Source: an optimization exercise on an open RTL-to-GDS flow (aim: small area and a short achievable clock period). Production flows keep margins and buffers that such runs may drop.
Only simulation tests tie the RTL to the original design; equivalence was not proved.
The series may have gaps, and a smaller design here may also do less where the tests do not look.

Fig. 1: run 1, local utilization
(1.5 px per um) 22 x 22 tiles, from dark blue (low) to red (high), 0 to 100% covered.
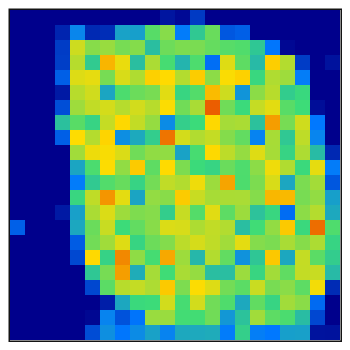
Fig. 2: run 1, cell classes on the final placement
(1.5 px per um) Fill, decap, tap and diode cells in grey.
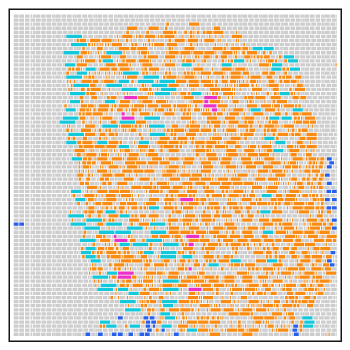
Fig. 3: run 1, sizing map
(2 px per um)
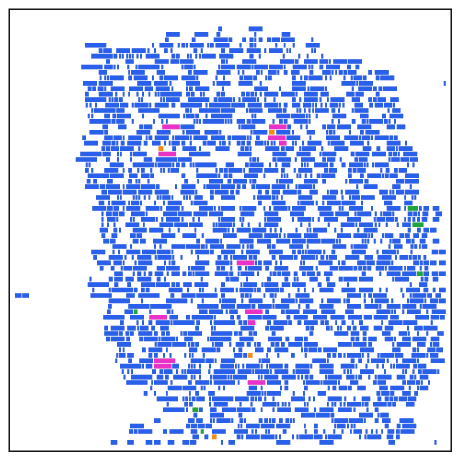
Fig. 4: run 1, placed standard cells
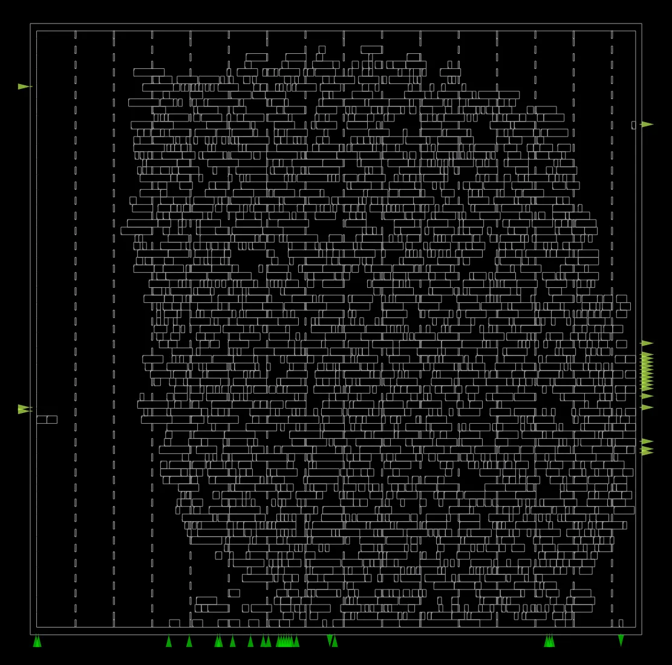
==> design/flow/run.sh <==
#!/bin/bash
# synth_recipe.tcl (not shown) runs the flow's synth.tcl, then flattens the netlist and writes it again
# the make line also repeats each setting of config.mk as NAME=value (left out here)
make -C /OpenROAD-flow-scripts/flow DESIGN_CONFIG=/design/flow/config.mk WORK_HOME=/design/flow/orfs CLKGATE_MAP_FILE= SYNTH_SCRIPT=/design/flow/synth_recipe.tcl finish
==> design/flow/config.mk <==
export PLATFORM = sky130hd
export DESIGN_NAME = fir_filter
export DESIGN_NICKNAME = fir_filter
export VERILOG_FILES = /design/flow/design.v
export SDC_FILE = /design/flow/constraint.sdc
export NUM_CORES = 4
export LEC_CHECK = 0
export CAP_MARGIN = 20
export CORE_MARGIN = 2
export CORE_UTILIZATION = 40
export SLEW_MARGIN = 20
==> design/flow/constraint.sdc <==
create_clock -name core_clock -period 13.0 [get_ports {clk}]
set_input_delay 2.6000 -clock core_clock [delete_from_list [all_inputs] [get_ports {clk}]]
set_output_delay 2.6000 -clock core_clock [all_outputs]
set_load 0.01 [all_outputs]
==> design/flow/design.v <==
`timescale 1ns / 1ps
module fir_filter
#(
    parameter NUM_ELEMENTS = 7
)
(
    input clk,
    input rst,
    input [ 7 : 0 ] weight_data,
    input [ 2 : 0 ] weight_idx,
    input weight_valid,
    output weight_ready,
    input [ 7 : 0 ] input_data,
    input input_valid,
    output input_ready,
    output [ 15 : 0 ] output_data,
    input output_ready,
    output output_valid
);
    assign weight_ready = 1;
    assign input_ready = 1;
    assign output_valid = 1;
    reg [7:0] weights [NUM_ELEMENTS-1:0];
    reg [7:0] values [NUM_ELEMENTS-1:0];
    integer i;
    always@(posedge clk)begin
        if (rst)begin
            for (i = 0; i< NUM_ELEMENTS; i = i+1)
                weights[i] = 0;
        end else if (weight_valid)
            weights[weight_idx] = weight_data;
        for (i = NUM_ELEMENTS-1; i> 0; i=i-1)begin
            values[i] <= rst?0:values[i-1];
        end
        values[0] <= rst?0:input_data;
    end
    wire [15:0] intermediate_sums [NUM_ELEMENTS-1:0];
    assign output_data = intermediate_sums[NUM_ELEMENTS-1];  
    generate
        genvar j;
        for (j = 0; j<NUM_ELEMENTS; j=j+1)begin:summation
            assign intermediate_sums[j] = (j?intermediate_sums[j-1]:0) + values[j]*weights[j];
        end
    endgenerate
endmodule
==> flow_metrics.env, run 1 <==
export IMPL_worstReg2RegEnd="values[1][5]"
export IMPL_fmax_ghz=0.09338
export IMPL_setup_slack_ns=2.291
export IMPL_critPathLaunch="values[0][5]"
export IMPL_postCtsResizedCells=0
export IMPL_number_of_maximum_capacitance_constraint_violations=0
export IMPL_groute_usage_overall=0.1997
export IMPL_synth_top_family_by_area="adder cells"
export IMPL_antenna_violating_nets_post_route=0
export IMPL_r2r_start="values[0][5]"
export IMPL_synthMostInstantiatedCell="sky130_fd_sc_hd__inv_1"
export IMPL_instance_area_at_placement_mm2=0.01974
export IMPL_die_outline_area_mm2=0.04851
export IMPL_final_net_count=2510
export IMPL_worst_path_dominant_cell_family="adder cells"
export IMPL_synthDominantCellAreaShare=0.4291
export IMPL_met3WireLength_um=1183
export IMPL_crit_end="output_data[15]"
export IMPL_drt_pass1_iterations=5
export IMPL_synthTopCellsByCount="sky130_fd_sc_hd__inv_1 (503), sky130_fd_sc_hd__fa_1 (401), sky130_fd_sc_hd__and2_1 (302)"
export IMPL_layout_common_cells="sky130_fd_sc_hd__inv_1 (503), sky130_fd_sc_hd__fa_1 (401), sky130_fd_sc_hd__and2_1 (302)"
export IMPL_fp_dieH_um=220.3
export IMPL_dp_cells=2498
export IMPL_wl_met2_um=22160
export IMPL_synth_seq_cells=112
export IMPL_cts_sink_count=112
export IMPL_fin_crit_ns=10.71
export IMPL_tritoncts="done"
export IMPL_largest_stage_delay_worst_path_ns=0.70
export IMPL_fin_tns_setup_ns=0
export IMPL_worst_path_buf_inv=8
export IMPL_grt_start_max_net_pins=72
export IMPL_synth_sequential_area_ratio=0.1455
export IMPL_timing_hold_worst_class="reg2reg"
export IMPL_number_of_enable_flip_flop_cells_after_synthesis=48
export IMPL_clkTransAtPathRegs_ns=0.09
export IMPL_routed_top_layer="met4"
export IMPL_worstPathMaxFanout=9
export IMPL_postSynthCellCount=1875
export IMPL_vias_per_cell=4.668
export IMPL_preCtsSetupSlack_ns=2.639
export IMPL_worst_hold_path_num_cells=1
export IMPL_biggestCellCategory="multi-input combinational cells"
export IMPL_regArea_mm2=0.002723
export IMPL_grt_pass1_vias=12920
export IMPL_slew_of_the_pin_with_the_lowest_slew_margin_ns=0.9161
export IMPL_ys_types=32
export IMPL_most_common_cell_after_layout_fill_and_taps_aside="sky130_fd_sc_hd__inv_1"
export IMPL_total_congestion_overflow_after_global_routing=0
export IMPL_wirelength_routed_um=44020
export IMPL_numCtsBuffers=9
export IMPL_synth_mux_area_frac=0.004281
export IMPL_critical_path_slowest_cell="sky130_fd_sc_hd__dfxtp_1"
export IMPL_setup_violations_final=0
export IMPL_post_cts_buffers=0
export IMPL_cts_hold_buffers_added=0
export IMPL_ys_flop_type="sky130_fd_sc_hd__dfxtp_1"
export IMPL_chipWidth_um=220.3
export IMPL_timing_max_slew_rel_slack=0.3893
export IMPL_vias=11736
export IMPL_stages_on_the_worst_setup_path=26
export IMPL_initial_core_util=0.4035
export IMPL_globalplace_congestion=0.8526
export IMPL_area_delta_synth_final_pct=7.170
export IMPL_setup_cp_type="reg2out"
export IMPL_synth_async_sr_flop_share=0
export IMPL_multi_input_comb_area_mm2=0.01400
export IMPL_rsz_0062_raised_after_global_routing="false"
export IMPL_num_multi_input_gates=1238
export IMPL_clock_cell_area_share=0.01523
export IMPL_synth_xor_xnor_area_share=0.01451
export IMPL_ant_diodes=0
export IMPL_detail_route_wl_per_cell_um=17.51
export IMPL_grt_pass1_wl_um=72570
export IMPL_finalHoldViolations=0
export IMPL_final_period_utilization=0.8238
export IMPL_num_clock_buffers=10
export IMPL_average_instance_area_after_synthesis_um2=9.977
export IMPL_synth_compound_area_frac=0.01037
export IMPL_cp_start_kind="flop"
export IMPL_htree_levels=3
export IMPL_clock_skew_ns=0.009699
export IMPL_hold_path_end="values[2][4]"
export IMPL_yosys_warnings=2
export IMPL_globalRouteMet3Util=0.01649
export IMPL_hold_path_startpoint="values[1][4]"
export IMPL_global_route_usage_met1=0.2606
export IMPL_top_usage_layer="met2"
export IMPL_synth_simple_gate_area_frac=0.1671
export IMPL_outcome="complete, no violations"
export IMPL_clk_latency_ns=0.38
export IMPL_timing_critical_path_mode_cell="sky130_fd_sc_hd__fa_1"
export IMPL_nNonClkInverters=503
export IMPL_met1_routed_length_um=19220
export IMPL_drive_gt1_frac=0.01154
export IMPL_non_clock_buffer_area_share=0.01860
export IMPL_post_dp_hpwl_um=38340
export IMPL_number_of_design_rule_violations_left_by_the_first_detailed_router_iteration=608
export IMPL_number_of_i_o_port_buffers=37
export IMPL_antenna_found_initial=0
export IMPL_buffers=38
export IMPL_synthDominantAreaCellType="sky130_fd_sc_hd__fa_1"
export IMPL_multi_input_combinational_area_share=0.6983
export IMPL_reg2reg_depth=1
export IMPL_root_buffer="sky130_fd_sc_hd__clkbuf_16"
export IMPL_cp_data_arrival_time_ns=8.11
export IMPL_maxSlewViolCount=0
export IMPL_cts_max_path_buffers=2
export IMPL_post_synth_fa_ha_maj_area_fraction=0.5515
export IMPL_crit_path_end_kind="output port"
export IMPL_groute_layer_met2_usage=0.3502
export IMPL_route_detailed_drc=0
export IMPL_setup_reg_to_reg_worst_slack_ns=11.67
export IMPL_design_portCount=43
export IMPL_timing_hold_ws_ns=0.6077
export IMPL_synth_top_cells_by_area="sky130_fd_sc_hd__fa_1 (43%), sky130_fd_sc_hd__ha_1 (12%), sky130_fd_sc_hd__and2_1 (10%)"
export IMPL_post_synthesis_instance_area_mm2=0.01871
export IMPL_cp_required_ns=10.40
Back to the opening pictures, Fig. 1:
tiles over 75% full: 6.0%
nearly empty tiles: 25%
densest ninth of the die: middle

Back to the opening pictures, Fig. 2:
[cyan] flops | cells: 112
[magenta] clock drivers and dummy loads | cells: 16
[orange] combinational and other logic | cells: 1741
[blue] other buffers and delay cells | cells: 38
final core utilization: 0.4325
core area: 0.04636 mm2
fraction of area in registers: 0.1358
num rows: 79
cell area after layout: 0.02005 mm2

Back to the opening pictures, Fig. 3:
[green] _2 cells | cells: 6 | share: 0.31%
[blue] _0 and _1 cells | cells: 1885 | share: 99%
[magenta] _6 and larger | cells: 12 | share: 0.63%
[orange] _3 and _4 cells | cells: 4 | share: 0.21%

Back to the opening pictures, Fig. 4:
non-filler instance count after layout: 2514
fill count: 4533
Seq cells: 112
# Taps: 607

Fig. 5: run 1, signal wires on met4
(2 px per um) Supply wires on this layer in grey.
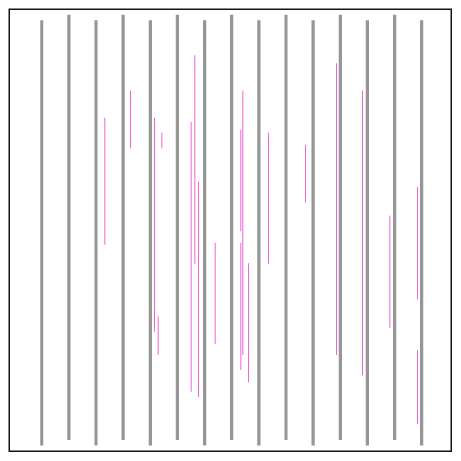

--- run 2: outline of the changes from run 1 ---
design/flow/design.v: 45 -> 1546 lines; modules unchanged: 0
  fir_filter: edited, 44 -> 1498 lines
  fa: new, 4 lines
  cpa16: new, 33 lines
  wsel: new, 3 lines
  ha: new, 4 lines
  fac: new, 4 lines
==> module ha as of run 2 <==
module ha (input a, input b, output s, output co);
    assign s = a ^ b;
    assign co = a & b;
endmodule
==> module fac as of run 2 <==
module fac (input a, input b, output s, output co);
    assign s = ~(a ^ b);
    assign co = a | b;
endmodule
==> module fa as of run 2 <==
module fa (input a, input b, input c, output s, output co);
    assign s = a ^ b ^ c;
    assign co = (a & b) | (a & c) | (b & c);
endmodule
==> module cpa16 as of run 2 <==
module cpa16 (input [15:0] a, input [15:0] b, output [15:0] s);
    wire [15:0] p = a ^ b;
    wire [15:0] g0 = a & b, p0 = p;
    wire [15:0] g1, p1, g2, p2, g3, p3, g4, p4;
    genvar i;
    generate for (i = 0; i < 16; i = i + 1) begin : pf
        if (i % 2 == 1) begin
            assign g1[i] = g0[i] | (p0[i] & g0[i-1]);
            assign p1[i] = p0[i] & p0[i-1];
        end else begin
            assign g1[i] = g0[i]; assign p1[i] = p0[i];
        end
        if (i % 4 >= 2) begin
            assign g2[i] = g1[i] | (p1[i] & g1[i - i % 4 + 1]);
            assign p2[i] = p1[i] & p1[i - i % 4 + 1];
        end else begin
            assign g2[i] = g1[i]; assign p2[i] = p1[i];
        end
        if (i % 8 >= 4) begin
            assign g3[i] = g2[i] | (p2[i] & g2[i - i % 8 + 3]);
            assign p3[i] = p2[i] & p2[i - i % 8 + 3];
        end else begin
            assign g3[i] = g2[i]; assign p3[i] = p2[i];
        end
        if (i % 16 >= 8) begin
            assign g4[i] = g3[i] | (p3[i] & g3[7]);
            assign p4[i] = p3[i] & p3[7];
        end else begin
            assign g4[i] = g3[i]; assign p4[i] = p3[i];
        end
    end endgenerate
    assign s = p ^ {g4[14:0], 1'b0};
endmodule
==> module wsel as of run 2 <==
module wsel (input rst, input we, input [7:0] wd, input [7:0] w, output [7:0] wn);
    assign wn = rst ? 8'd0 : (we ? wd : w);
endmodule
--- a/design/flow/config.mk
+++ b/design/flow/config.mk
@@ -10,2 +10,4 @@
 export CORE_UTILIZATION = 40
 export SLEW_MARGIN = 20
+export SYNTH_HIERARCHICAL = 1
+export SYNTH_MINIMUM_KEEP_SIZE = 0
Fig. 6: run 2, signal wires on met4
(3 px per um) Supply wires on this layer in grey.
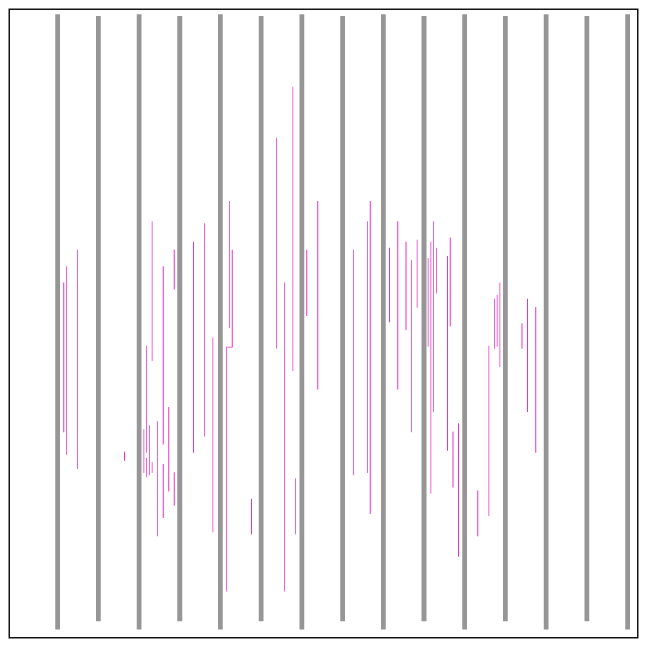
longest straight run: 104 um
wire length on this layer: 2250 um

==> run 2 against run 1 <==
  * Clock skew increased by 0.0055 ns
  * Sequential cell count increased by 88
  * Die area decreased by 10%
  * First-iteration DRC count increased by 56%
  * Cell count decreased by 21%
  * Still clean on timing, DRC and antenna
  * Count of clock-buffer cells in the layout increased by 8
==> flow_metrics.env, run 2 <==
export IMPL_synthMostInstantiatedCell="sky130_fd_sc_hd__nand2_1"
export IMPL_cts_hold_buffers_added=0
export IMPL_synthDominantCellAreaShare=0.5028
export IMPL_setup_cp_type="reg2out"
export IMPL_wl_met2_um=22930
export IMPL_clock_skew_ns=0.01516
export IMPL_numCtsBuffers=17
export IMPL_globalplace_congestion=0.9391
export IMPL_cts_sink_count=200
export IMPL_final_period_utilization=0.5844
export IMPL_route_detailed_drc=0
export IMPL_layout_common_cells="sky130_fd_sc_hd__nand2_1 (452), sky130_fd_sc_hd__fa_1 (422), sky130_fd_sc_hd__dfxtp_1 (200)"
export IMPL_design_area_mm2=0.01800
export IMPL_most_common_cell_after_layout_fill_and_taps_aside="sky130_fd_sc_hd__nand2_1"
export IMPL_biggestCellCategory="multi-input combinational cells"
export IMPL_synth_compound_area_frac=0.01080
export IMPL_antenna_found_initial=1
export IMPL_largest_stage_delay_worst_path_ns=0.53
export IMPL_htree_levels=4
export IMPL_design_portCount=43
export IMPL_seq_area_frac=0.2225
export IMPL_grt_pass1_vias=11903
export IMPL_fin_tns_setup_ns=0
export IMPL_synth_sequential_area_ratio=0.2383
export IMPL_total_congestion_overflow_after_global_routing=0
export IMPL_num_multi_input_gates=1134
export IMPL_number_of_design_rule_violations_left_by_the_first_detailed_router_iteration=951
export IMPL_groute_usage_overall=0.2332
export IMPL_area_delta_synth_final_pct=7.096
export IMPL_fin_crit_ns=7.597
export IMPL_globalRouteMet3Util=0.05020
export IMPL_routed_top_layer="met4"
export IMPL_worst_path_dominant_cell_family="adder cells"
export IMPL_r2r_start="w1[6]"
export IMPL_seq_cell_count=200
export IMPL_drive_gt1_frac=0.04083
export IMPL_clkTransAtPathRegs_ns=0.08
export IMPL_num_clock_buffers=18
export IMPL_critical_path_slowest_cell="sky130_fd_sc_hd__fa_1"
export IMPL_outcome="complete, no violations"
export IMPL_initial_core_util=0.4033
export IMPL_worst_path_buf_inv=2
export IMPL_synth_top_family_by_area="adder cells"
export IMPL_setup_violations_final=0
export IMPL_timing_hold_worst_class="reg2reg"
export IMPL_top_usage_layer="met2"
export IMPL_cts_max_path_buffers=2
export IMPL_vias_per_cell=5.324
export IMPL_coreArea_mm2=0.04167
export IMPL_average_instance_area_after_synthesis_um2=11.32
export IMPL_crit_end="output_data[9]"
export IMPL_buffers=53
export IMPL_chipWidth_um=209.0
export IMPL_core_rowCount=75
export IMPL_cp_data_arrival_time_ns=5.00
export IMPL_finalCoreUtilization=0.4319
Fig. 7: run 2, sizing map
(2 px per um)
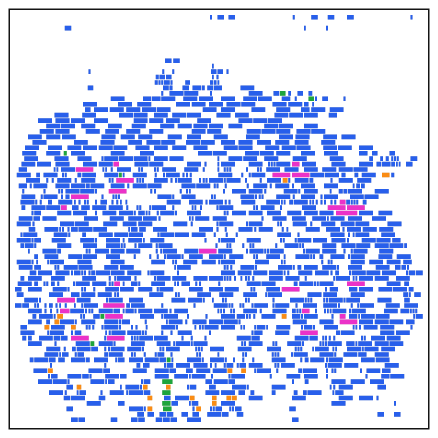
[magenta] _6 and larger | cells: 27 | share: 1.9%
[orange] _3 and _4 cells | cells: 21 | share: 1.5%
[blue] _0 and _1 cells | cells: 1386 | share: 96%
[green] _2 cells | cells: 11 | share: 0.76%

re-timing with driven ports:
In the flow no input, the clock included, has a driving cell. The finished layouts below were timed again as built, in two steps. Step 1 (the two cells are an assumption about what drives the block):
set clk [get_ports {clk}]
set_driving_cell -lib_cell sky130_fd_sc_hd__clkbuf_16 $clk
set_driving_cell -lib_cell sky130_fd_sc_hd__buf_2 [delete_from_list [all_inputs] $clk]
Step 2, shift: input delay + t, output delay - t, t = (earliest + latest rising clock arrival at the registers) / 2. This alone moves slack from input paths to output paths. a / b / c = no drivers / after step 1 / after step 2; a / b = the first two.
run	t, ns	setup slack, ns	worst setup path at the end	latest minus earliest clock arrival (ns)	cell pins on the clock port's net
run 1	0.431	2.291 / 2.232 / 2.663	register to output	0.014 / 0.015	1
run 2	0.502	5.403 / 5.352 / 4.967	input to register	0.015 / 0.015	1
After both steps setup and hold are still met in every run listed. The setup slack of run 2, which loses most, moves by -0.051 ns with the drivers and by -0.436 ns with both steps.
